This is an optimization exercise on Yosys and OpenROAD, whose aim is small area and a short achievable clock period, not a production implementation.
In this exercise RTL edits were held to simulation tests only and were not proved equivalent to the original.
Some runs may be left out. An edit can pass the tests and still lose a function that they never use.
Power and IR drop assume default switching activity.

$ cat flow/run.sh
#!/bin/bash
# synth_recipe.tcl (not shown) runs the flow's synth.tcl, then flattens the netlist and writes it again
# the make line also repeats each setting of config.mk as NAME=value (left out here)
make -C /OpenROAD-flow-scripts/flow DESIGN_CONFIG=/design/flow/config.mk WORK_HOME=/design/flow/orfs CLKGATE_MAP_FILE= SYNTH_SCRIPT=/design/flow/synth_recipe.tcl finish
$ cat flow/config.mk
export PLATFORM = sky130hd
export DESIGN_NAME = simple_fpu_top
export DESIGN_NICKNAME = simple_fpu_top
export VERILOG_FILES = /design/flow/design.v
export SDC_FILE = /design/flow/constraint.sdc
export NUM_CORES = 4
export LEC_CHECK = 0
export CAP_MARGIN = 20
export CORE_MARGIN = 2
export CORE_UTILIZATION = 40
export SLEW_MARGIN = 20
$ cat flow/constraint.sdc
create_clock -name core_clock -period 4.0 [get_ports {clk}]
set_input_delay 0.8000 -clock core_clock [delete_from_list [all_inputs] [get_ports {clk}]]
set_output_delay 0.8000 -clock core_clock [all_outputs]
set_load 0.01 [all_outputs]
$ cat flow/design.v
module simple_fpu (
    input  wire [31:0] a,       
    input  wire [31:0] b,       
    input  wire [1:0]  op,      
    output reg  [31:0] result   
);
    always @(*) begin
        case (op)
            2'b00: result = a + b;      
            2'b01: result = a - b;      
            2'b10: result = a & b;      
            2'b11: result = a | b;      
            default: result = 32'b0;
        endcase
    end
endmodule
module simple_fpu_top (
    input  wire        clk,
    input  wire [31:0] a,
    input  wire [31:0] b,
    input  wire [1:0]  op,
    output reg  [31:0] result
);
    wire [31:0] result_comb;
    simple_fpu u_fpu (
        .a(a),
        .b(b),
        .op(op),
        .result(result_comb)
    );
    always @(posedge clk)
        result <= result_comb;
endmodule
**Run 1: signal wires by layer**

(4 px per um) Two of the layers only.
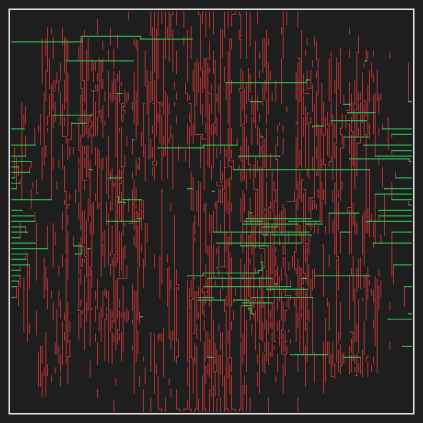
- green: met3 (wire length 718 um)
- red: met2 (wire length 6590 um)

**Run 1: placement by cell class**

(4 px per um)
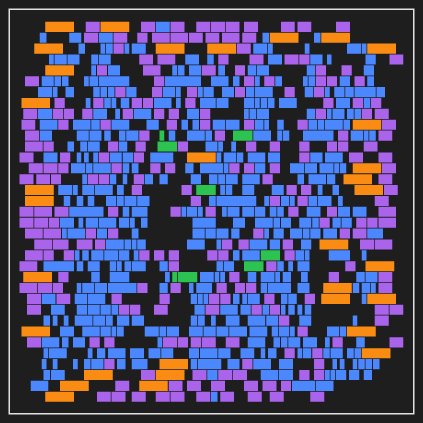
- purple: other buffers and delay cells (cells 240; share of their area 35%)
- orange: flip-flops (cells 32; share of their area 11%)
- blue: all other logic (cells 434; share of their area 53%)
- green: clock drivers and dummy loads (cells 8; share of their area 1.5%)

**Run 1: congestion heat map**

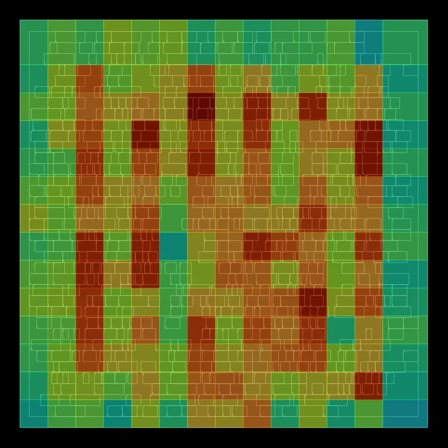
grt met1 use: 0.341
met2 usage: 0.451
most crowded layer after global routing: met2
routed len/inst: 16.3 um

==> flow_metrics.env, run 1 <==
export IMPL_yosys_top_cells_area="dfxtp_1, ha_1, maj3_1, xor2_1, a21oi_1"
export IMPL_fin_util=0.674
export IMPL_inverters=11
export IMPL_cp_max_fo=6
export IMPL_synth_edf_count=0
export IMPL_status="timing/DRC/antenna clean"
export IMPL_dr_pass1_iters=5
export IMPL_design_seq_count=32
export IMPL_synth_compound_area_frac=0.262
export IMPL_grt_pass1_vias=4488
export IMPL_pre_cts_slack_ps=-497
export IMPL_cp_end_kind="flop"
export IMPL_num_antenna_cells=0
export IMPL_multiInputGateArea_sq_mm=0.00316
export IMPL_grt_use_met3=0.0326
export IMPL_wirelength_mm=13.4
export IMPL_cts_buffers=5
export IMPL_rows=35
export IMPL_die_y_um=101
export IMPL_yosys_cell_count_top_type="nand2_1"
export IMPL_crit_required_ps=4200
export IMPL_multi_input_gates=423
export IMPL_synth_area_sq_mm=0.00375
export IMPL_viasPerCell=5.48
export IMPL_synth_fa_ha_area_frac=0.202
export IMPL_yosys_area_top_type_share=0.171
export IMPL_drtIter0Drc=173
export IMPL_max_freq_mhz=258
export IMPL_maxCapViolCount=0
export IMPL_synthSimpleGateAreaFrac=0.193
export IMPL_hpwlAfterDp_mm=10.4
export IMPL_total_power_uw=1770
export IMPL_stdcell_count=825
export IMPL_die_w_um=101
export IMPL_largest_reg_flops=32
export IMPL_seq_area_sq_um=641
export IMPL_cts_max_path_buffers=2
export IMPL_tns_ps=0
export IMPL_final_common_cell="buf_4"
export IMPL_fin_hold_ws_ps=1050
export IMPL_place_area_sq_mm=0.00578
export IMPL_io_buffer_count=98
export IMPL_slew_headroom=0.619
export IMPL_grt_total_usage=0.262
export IMPL_cts_tree="built"
export IMPL_final_cell_mix="buf_4, clkdlybuf4s50_1, nand2_1"
export IMPL_ys_flop_type="dfxtp_1"
export IMPL_initial_utilization=0.409
export IMPL_n_fill_cell=761
export IMPL_irDropWorstVdd_v=0.000154
export IMPL_nonClkBufAreaFrac=0.340
export IMPL_core_area_sq_mm=0.00915
export IMPL_area_growth_pct=64.6
export IMPL_setup_slack_ps=117
export IMPL_worstMarginPinSlew_ps=566
export IMPL_globalRouteOverflowTotal=0
export IMPL_yosysWarnings=2
export IMPL_largestClassByArea="multi-input gates"
export IMPL_crit_type="input pin to flop"
export IMPL_dp_cells=809
export IMPL_yosys_area_share_xor_xnor=0.124
export IMPL_die_area_sq_mm=0.0102
export IMPL_sh_seq_area=0.104
export IMPL_fin_area_sq_mm=0.00617
export IMPL_place_congestion=0.879
export IMPL_clkbuf_count=8
export IMPL_htreeDepth=2
export IMPL_clkTransAtPathRegs_ps=70
export IMPL_clock_root_buffer="clkbuf_8"
export IMPL_drive_gt1_frac=0.273
export IMPL_min_path_type="input pin to flop"
export IMPL_avgSynthCellArea_sq_um=7.66
export IMPL_io_pins=99
export IMPL_grt_pass1_wl_mm=21.5
export IMPL_num_vias=4523
export IMPL_synth_mux_area_frac=0.0140
==> run 1: worst paths after layout <==
| path | from | end | slack, ps | cells after the start |
|---|---|---|---|---|
| setup / recovery | op[0] | result[28] | 120 | 12 |
| hold / removal | b[13] | result[13] | 1050 | 4 |
==> run 1: report_power, final <==
| part | total [uW] | switching (uW) | internal, uW |
|---|---|---|---|
| clock network | 274 | 133 | 141 |
| registers | 399 | 16.3 | 382 |
| logic | 1090 | 517 | 576 |
==> run 1: routing by layer <==
| layer | vias up | part of all wire |
|---|---|---|
| met1 | 2096 | 0.43 |
| met5 | - | 0 |
| li1 | 2247 | - |
| met4 | 0 | 0.020 |
| met3 | 24 | 0.054 |
| met2 | 156 | 0.49 |
==> run 1: repair_timing <==
| action | in CTS | in global routing |
|---|---|---|
| setup buffers | 0 | 8 |
| pin swaps | 1 | 32 |
| gates resized for setup | 10 | 51 |
| setup endpoints to repair | 15 | 19 |
==> run 1: worst max-delay path, cell delays in order <==
cell             delay [ps]
clkdlybuf4s50_1         480
nor2b_1                 180
buf_4                   190
mux2i_2                 290
fa_1                    250
a21o_1                  150
a311oi_1                120
or3_4                   440
o31ai_4                 520
a31oi_4                 210
o21a_1                  220
a311oi_1                230
--- run 2 (changed files replaced; the others as in run 1) ---
removed: flow/run.sh
==> flow/design.v <==
module simple_fpu (
    input  wire [31:0] a,
    input  wire [31:0] b,
    input  wire [1:0]  op,       
    output wire [31:0] result
);
    wire        sub = ~op[1] & op[0];
    wire [31:0] bx  = b ^ {32{sub}};
    wire [31:0] g   = a & bx;    
    wire [31:0] p   = a ^ bx;    
    wire g0c = g[0] | (p[0] & sub);
    wire G0_1 = g[1] | (p[1] & g0c);
    wire G0_3 = g[3] | (p[3] & g[2]);
    wire P0_3 = p[3] & p[2];
    wire G0_5 = g[5] | (p[5] & g[4]);
    wire P0_5 = p[5] & p[4];
    wire G0_7 = g[7] | (p[7] & g[6]);
    wire P0_7 = p[7] & p[6];
    wire G0_9 = g[9] | (p[9] & g[8]);
    wire P0_9 = p[9] & p[8];
    wire G0_11 = g[11] | (p[11] & g[10]);
    wire P0_11 = p[11] & p[10];
    wire G0_13 = g[13] | (p[13] & g[12]);
    wire P0_13 = p[13] & p[12];
    wire G0_15 = g[15] | (p[15] & g[14]);
    wire P0_15 = p[15] & p[14];
    wire G0_17 = g[17] | (p[17] & g[16]);
    wire P0_17 = p[17] & p[16];
    wire G0_19 = g[19] | (p[19] & g[18]);
    wire P0_19 = p[19] & p[18];
    wire G0_21 = g[21] | (p[21] & g[20]);
    wire P0_21 = p[21] & p[20];
    wire G0_23 = g[23] | (p[23] & g[22]);
    wire P0_23 = p[23] & p[22];
    wire G0_25 = g[25] | (p[25] & g[24]);
    wire P0_25 = p[25] & p[24];
    wire G0_27 = g[27] | (p[27] & g[26]);
    wire P0_27 = p[27] & p[26];
    wire G0_29 = g[29] | (p[29] & g[28]);
    wire P0_29 = p[29] & p[28];
    wire G0_31 = g[31] | (p[31] & g[30]);
    wire P0_31 = p[31] & p[30];
    wire G1_2 = g[2] | (p[2] & G0_1);
    wire G1_3 = G0_3 | (P0_3 & G0_1);
    wire G1_6 = g[6] | (p[6] & G0_5);
    wire P1_6 = p[6] & P0_5;
    wire G1_7 = G0_7 | (P0_7 & G0_5);
    wire P1_7 = P0_7 & P0_5;
    wire G1_10 = g[10] | (p[10] & G0_9);
    wire P1_10 = p[10] & P0_9;
    wire G1_11 = G0_11 | (P0_11 & G0_9);
    wire P1_11 = P0_11 & P0_9;
    wire G1_14 = g[14] | (p[14] & G0_13);
    wire P1_14 = p[14] & P0_13;
    wire G1_15 = G0_15 | (P0_15 & G0_13);
    wire P1_15 = P0_15 & P0_13;
    wire G1_18 = g[18] | (p[18] & G0_17);
    wire P1_18 = p[18] & P0_17;
    wire G1_19 = G0_19 | (P0_19 & G0_17);
    wire P1_19 = P0_19 & P0_17;
    wire G1_22 = g[22] | (p[22] & G0_21);
    wire P1_22 = p[22] & P0_21;
    wire G1_23 = G0_23 | (P0_23 & G0_21);
    wire P1_23 = P0_23 & P0_21;
    wire G1_26 = g[26] | (p[26] & G0_25);
    wire P1_26 = p[26] & P0_25;
    wire G1_27 = G0_27 | (P0_27 & G0_25);
    wire P1_27 = P0_27 & P0_25;
    wire G1_30 = g[30] | (p[30] & G0_29);
    wire P1_30 = p[30] & P0_29;
    wire G1_31 = G0_31 | (P0_31 & G0_29);
    wire P1_31 = P0_31 & P0_29;
    wire G2_4 = g[4] | (p[4] & G1_3);
    wire G2_5 = G0_5 | (P0_5 & G1_3);
    wire G2_6 = G1_6 | (P1_6 & G1_3);
    wire G2_7 = G1_7 | (P1_7 & G1_3);
    wire G2_12 = g[12] | (p[12] & G1_11);
    wire P2_12 = p[12] & P1_11;
    wire G2_13 = G0_13 | (P0_13 & G1_11);
    wire P2_13 = P0_13 & P1_11;
    wire G2_14 = G1_14 | (P1_14 & G1_11);
    wire P2_14 = P1_14 & P1_11;
    wire G2_15 = G1_15 | (P1_15 & G1_11);
    wire P2_15 = P1_15 & P1_11;
    wire G2_20 = g[20] | (p[20] & G1_19);
    wire P2_20 = p[20] & P1_19;
    wire G2_21 = G0_21 | (P0_21 & G1_19);
    wire P2_21 = P0_21 & P1_19;
    wire G2_22 = G1_22 | (P1_22 & G1_19);
    wire P2_22 = P1_22 & P1_19;
    wire G2_23 = G1_23 | (P1_23 & G1_19);
    wire P2_23 = P1_23 & P1_19;
    wire G2_28 = g[28] | (p[28] & G1_27);
    wire P2_28 = p[28] & P1_27;
    wire G2_29 = G0_29 | (P0_29 & G1_27);
    wire P2_29 = P0_29 & P1_27;
    wire G2_30 = G1_30 | (P1_30 & G1_27);
    wire P2_30 = P1_30 & P1_27;
    wire G2_31 = G1_31 | (P1_31 & G1_27);
    wire P2_31 = P1_31 & P1_27;
    wire G3_8 = g[8] | (p[8] & G2_7);
    wire G3_9 = G0_9 | (P0_9 & G2_7);
    wire G3_10 = G1_10 | (P1_10 & G2_7);
    wire G3_11 = G1_11 | (P1_11 & G2_7);
    wire G3_12 = G2_12 | (P2_12 & G2_7);
    wire G3_13 = G2_13 | (P2_13 & G2_7);
    wire G3_14 = G2_14 | (P2_14 & G2_7);
    wire G3_15 = G2_15 | (P2_15 & G2_7);
    wire G3_24 = g[24] | (p[24] & G2_23);
    wire P3_24 = p[24] & P2_23;
    wire G3_25 = G0_25 | (P0_25 & G2_23);
    wire P3_25 = P0_25 & P2_23;
    wire G3_26 = G1_26 | (P1_26 & G2_23);
    wire P3_26 = P1_26 & P2_23;
    wire G3_27 = G1_27 | (P1_27 & G2_23);
    wire P3_27 = P1_27 & P2_23;
    wire G3_28 = G2_28 | (P2_28 & G2_23);
    wire P3_28 = P2_28 & P2_23;
    wire G3_29 = G2_29 | (P2_29 & G2_23);
    wire P3_29 = P2_29 & P2_23;
    wire G3_30 = G2_30 | (P2_30 & G2_23);
    wire P3_30 = P2_30 & P2_23;
    wire G3_31 = G2_31 | (P2_31 & G2_23);
    wire P3_31 = P2_31 & P2_23;
    wire G4_16 = g[16] | (p[16] & G3_15);
    wire G4_17 = G0_17 | (P0_17 & G3_15);
    wire G4_18 = G1_18 | (P1_18 & G3_15);
    wire G4_19 = G1_19 | (P1_19 & G3_15);
    wire G4_20 = G2_20 | (P2_20 & G3_15);
    wire G4_21 = G2_21 | (P2_21 & G3_15);
    wire G4_22 = G2_22 | (P2_22 & G3_15);
    wire G4_23 = G2_23 | (P2_23 & G3_15);
    wire G4_24 = G3_24 | (P3_24 & G3_15);
    wire G4_25 = G3_25 | (P3_25 & G3_15);
    wire G4_26 = G3_26 | (P3_26 & G3_15);
    wire G4_27 = G3_27 | (P3_27 & G3_15);
    wire G4_28 = G3_28 | (P3_28 & G3_15);
    wire G4_29 = G3_29 | (P3_29 & G3_15);
    wire G4_30 = G3_30 | (P3_30 & G3_15);
    wire G4_31 = G3_31 | (P3_31 & G3_15);
    wire [31:0] c;
    assign c[0] = sub;
    assign c[1] = g0c;
    assign c[2] = G0_1;
    assign c[3] = G1_2;
    assign c[4] = G1_3;
    assign c[5] = G2_4;
    assign c[6] = G2_5;
    assign c[7] = G2_6;
    assign c[8] = G2_7;
    assign c[9] = G3_8;
    assign c[10] = G3_9;
    assign c[11] = G3_10;
    assign c[12] = G3_11;
    assign c[13] = G3_12;
    assign c[14] = G3_13;
    assign c[15] = G3_14;
    assign c[16] = G3_15;
    assign c[17] = G4_16;
    assign c[18] = G4_17;
    assign c[19] = G4_18;
    assign c[20] = G4_19;
    assign c[21] = G4_20;
    assign c[22] = G4_21;
    assign c[23] = G4_22;
    assign c[24] = G4_23;
    assign c[25] = G4_24;
    assign c[26] = G4_25;
    assign c[27] = G4_26;
    assign c[28] = G4_27;
    assign c[29] = G4_28;
    assign c[30] = G4_29;
    assign c[31] = G4_30;
    wire [31:0] s = p ^ c;
    assign result = op[1] ? (op[0] ? (a | b) : g) : s;
endmodule
module simple_fpu_top (
    input  wire        clk,
    input  wire [31:0] a,
    input  wire [31:0] b,
    input  wire [1:0]  op,
    output reg  [31:0] result
);
    wire [31:0] result_comb;
    simple_fpu u_fpu (
        .a(a),
        .b(b),
        .op(op),
        .result(result_comb)
    );
    always @(posedge clk)
        result <= result_comb;
endmodule
==> flow/flow/run.sh <==
#!/bin/bash
# The standard layout, with plain buf_1 cells as the port buffers (instead of the
# delay-cell buffer that buffer_ports picks on its own).
set -euo pipefail
bash standard.sh \
  BUFFER_PORTS_ARGS="-buffer_cell sky130_fd_sc_hd__buf_1" \
  finish > standard.log 2>&1
==> flow/standard.sh <==
#!/bin/bash
# synth_recipe.tcl (not shown) runs the flow's synth.tcl, then flattens the netlist and writes it again
# the make line also repeats each setting of config.mk as NAME=value (left out here)
make -C /OpenROAD-flow-scripts/flow DESIGN_CONFIG=/design/flow/config.mk WORK_HOME=/design/flow/orfs CLKGATE_MAP_FILE= SYNTH_SCRIPT=/design/flow/synth_recipe.tcl "${@:-finish}"
**Run 2: congestion heat map**

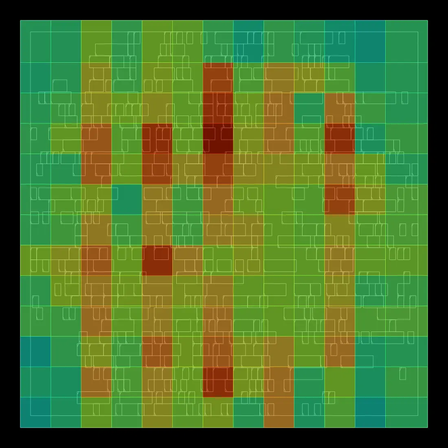
all-layer global routing usage: 0.184
met3 usage: 0.0350
grt met1 use: 0.248
Final Util: 0.483
routed len/inst: 13.4 um

**Run 2: placement by cell class**

(4 px per um)
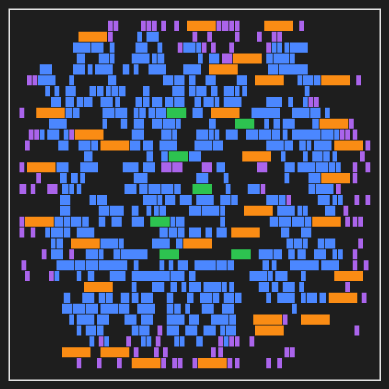
- orange: flip-flops (cells 32; share of their area 18%)
- green: clock drivers and dummy loads (cells 7; share of their area 2.7%)
- blue: all other logic (cells 347; share of their area 68%)
- purple: other buffers and delay cells (cells 104; share of their area 12%)

**Run 2: signal wires by layer**

(4 px per um) Two of the layers only.
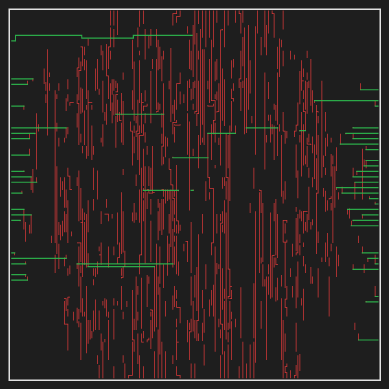
- green: met3 (wire length 371 um)
- red: met2 (wire length 3720 um)

==> flow_metrics.env, run 2 <==
export IMPL_critical_path_startpoint="op[1]"
export IMPL_tns_ps=0
export IMPL_dr_pass1_iters=4
export IMPL_post_cts_setup_buffer_count=0
export IMPL_hold_end="result[13]"
export IMPL_rows=32
export IMPL_io_buffer_count=98
export IMPL_drtIter0Drc=124
export IMPL_cts_tree="built"
export IMPL_cts_buffers=5
export IMPL_pre_cts_slack_ps=332
export IMPL_fin_area_sq_mm=0.00370
export IMPL_wirelength_mm=7.96
export IMPL_yosys_top_cells_area="dfxtp_1, ha_1, xnor2_1, o211ai_1, nor2_1"
export IMPL_yosys_area_top_type_share=0.205
export IMPL_cts_max_path_buffers=2
export IMPL_maxCapViolCount=0
export IMPL_final_cell_mix="buf_1, nor2_1, xnor2_1"
export IMPL_drive_gt1_frac=0.0612
export IMPL_yosysWarnings=1
export IMPL_p_comb_frac=0.450
export IMPL_dp_cells=585
export IMPL_max_freq_mhz=298
export IMPL_yosys_cell_count_top_type="nor2_1"
export IMPL_globalRouteOverflowTotal=0
export IMPL_num_vias=3030
export IMPL_crit_end="result[16]"
export IMPL_die_y_um=92.4
export IMPL_cp_end_kind="flop"
export IMPL_synth_edf_count=0
export IMPL_initial_utilization=0.408
export IMPL_grt_use_met2=0.306
export IMPL_fin_hold_ws_ps=900
export IMPL_place_area_sq_mm=0.00360
export IMPL_holdPathStages=5
export IMPL_crit_type="input pin to flop"
export IMPL_worstMarginPinSlew_ps=624
export IMPL_final_common_cell="buf_1"
export IMPL_globalRoute_busiestLayer="met2"
export IMPL_area_growth_pct=18.4
export IMPL_n_fill_cell=824
export IMPL_viasPerCell=5.12
export IMPL_hold_start="a[13]"
export IMPL_die_w_um=92.4
export IMPL_clkTransAtPathRegs_ps=70
export IMPL_irDropWorstVdd_v=0.000133
export IMPL_place_congestion=0.866
export IMPL_p_clk_frac=0.228
export IMPL_core_area_sq_mm=0.00765
export IMPL_htreeDepth=2
export IMPL_status="timing/DRC/antenna clean"
## run 2: layout make-up
class,instances,area (sq um),area share
Tap cell,102,128,0.0345
Timing Repair Buffer,104,415,0.112
Clock buffer,7,96.3,0.0261
Multi-Input combinational cell,331,2360,0.638
Inverter,16,60.1,0.0162
Sequential cell,32,641,0.173
## run 2: cell families after synthesis
group           Yosys count  synth area share
compound gates          125             0.273
xor+xnor                 46             0.129
buf+inv                  33            0.0409
flops                    32             0.205
mux                       4            0.0140
fa+ha+maj                37             0.160
simple gates            119             0.178
## run 2: power by group through the flow
stage | Sequential [uW] | Combinational [uW] | Clock (uW)
finish | 401 | 560 | 284
global route | 406 | 631 | 307
CTS | 401 | 563 | 294
detailed placement | 408 | 559 | 0
global placement | 408 | 554 | 0
floorplan | 438 | 370 | 0
## run 2: critical path, cell delays in order
cell and delay, ps:
clkbuf_2 100, clkinv_1 120, nand2_2 170, buf_4 270, xnor2_1 150, ha_1 310
a21oi_2 190, o21ai_1 130, a221oi_4 420, nand2_1 130, fa_1 460, mux2_2 270

[what the ideal ports hide]
In the flow no input, the clock included, has a driving cell. The finished layouts below were timed again as built, in two steps. Step 1 assumes that a clkbuf_16 drives the clock port and a buf_2 every other input. Step 2 moves the port delays by t, midway between the first and last clock arrival at a register: inputs arrive t later, outputs are due t later. That takes back most of the time a late clock gives input paths. a / b / c = ideal ports / drivers / drivers and shift; a / b = the first two.
run	shift t [ns]	setup WS [ns]	worst hold slack (ns)
run 1	0.323	0.117 / 0.103 / -0.220	1.046 / 1.035 / 1.358
run 2	0.313	0.645 / 0.657 / 0.344	0.900 / 0.892 / 1.204
With both steps, setup timing fails in run 1, where it was met with ideal ports. For run 1, which loses most, drivers alone change the setup slack by -0.014 ns; drivers and shift together by -0.337 ns.
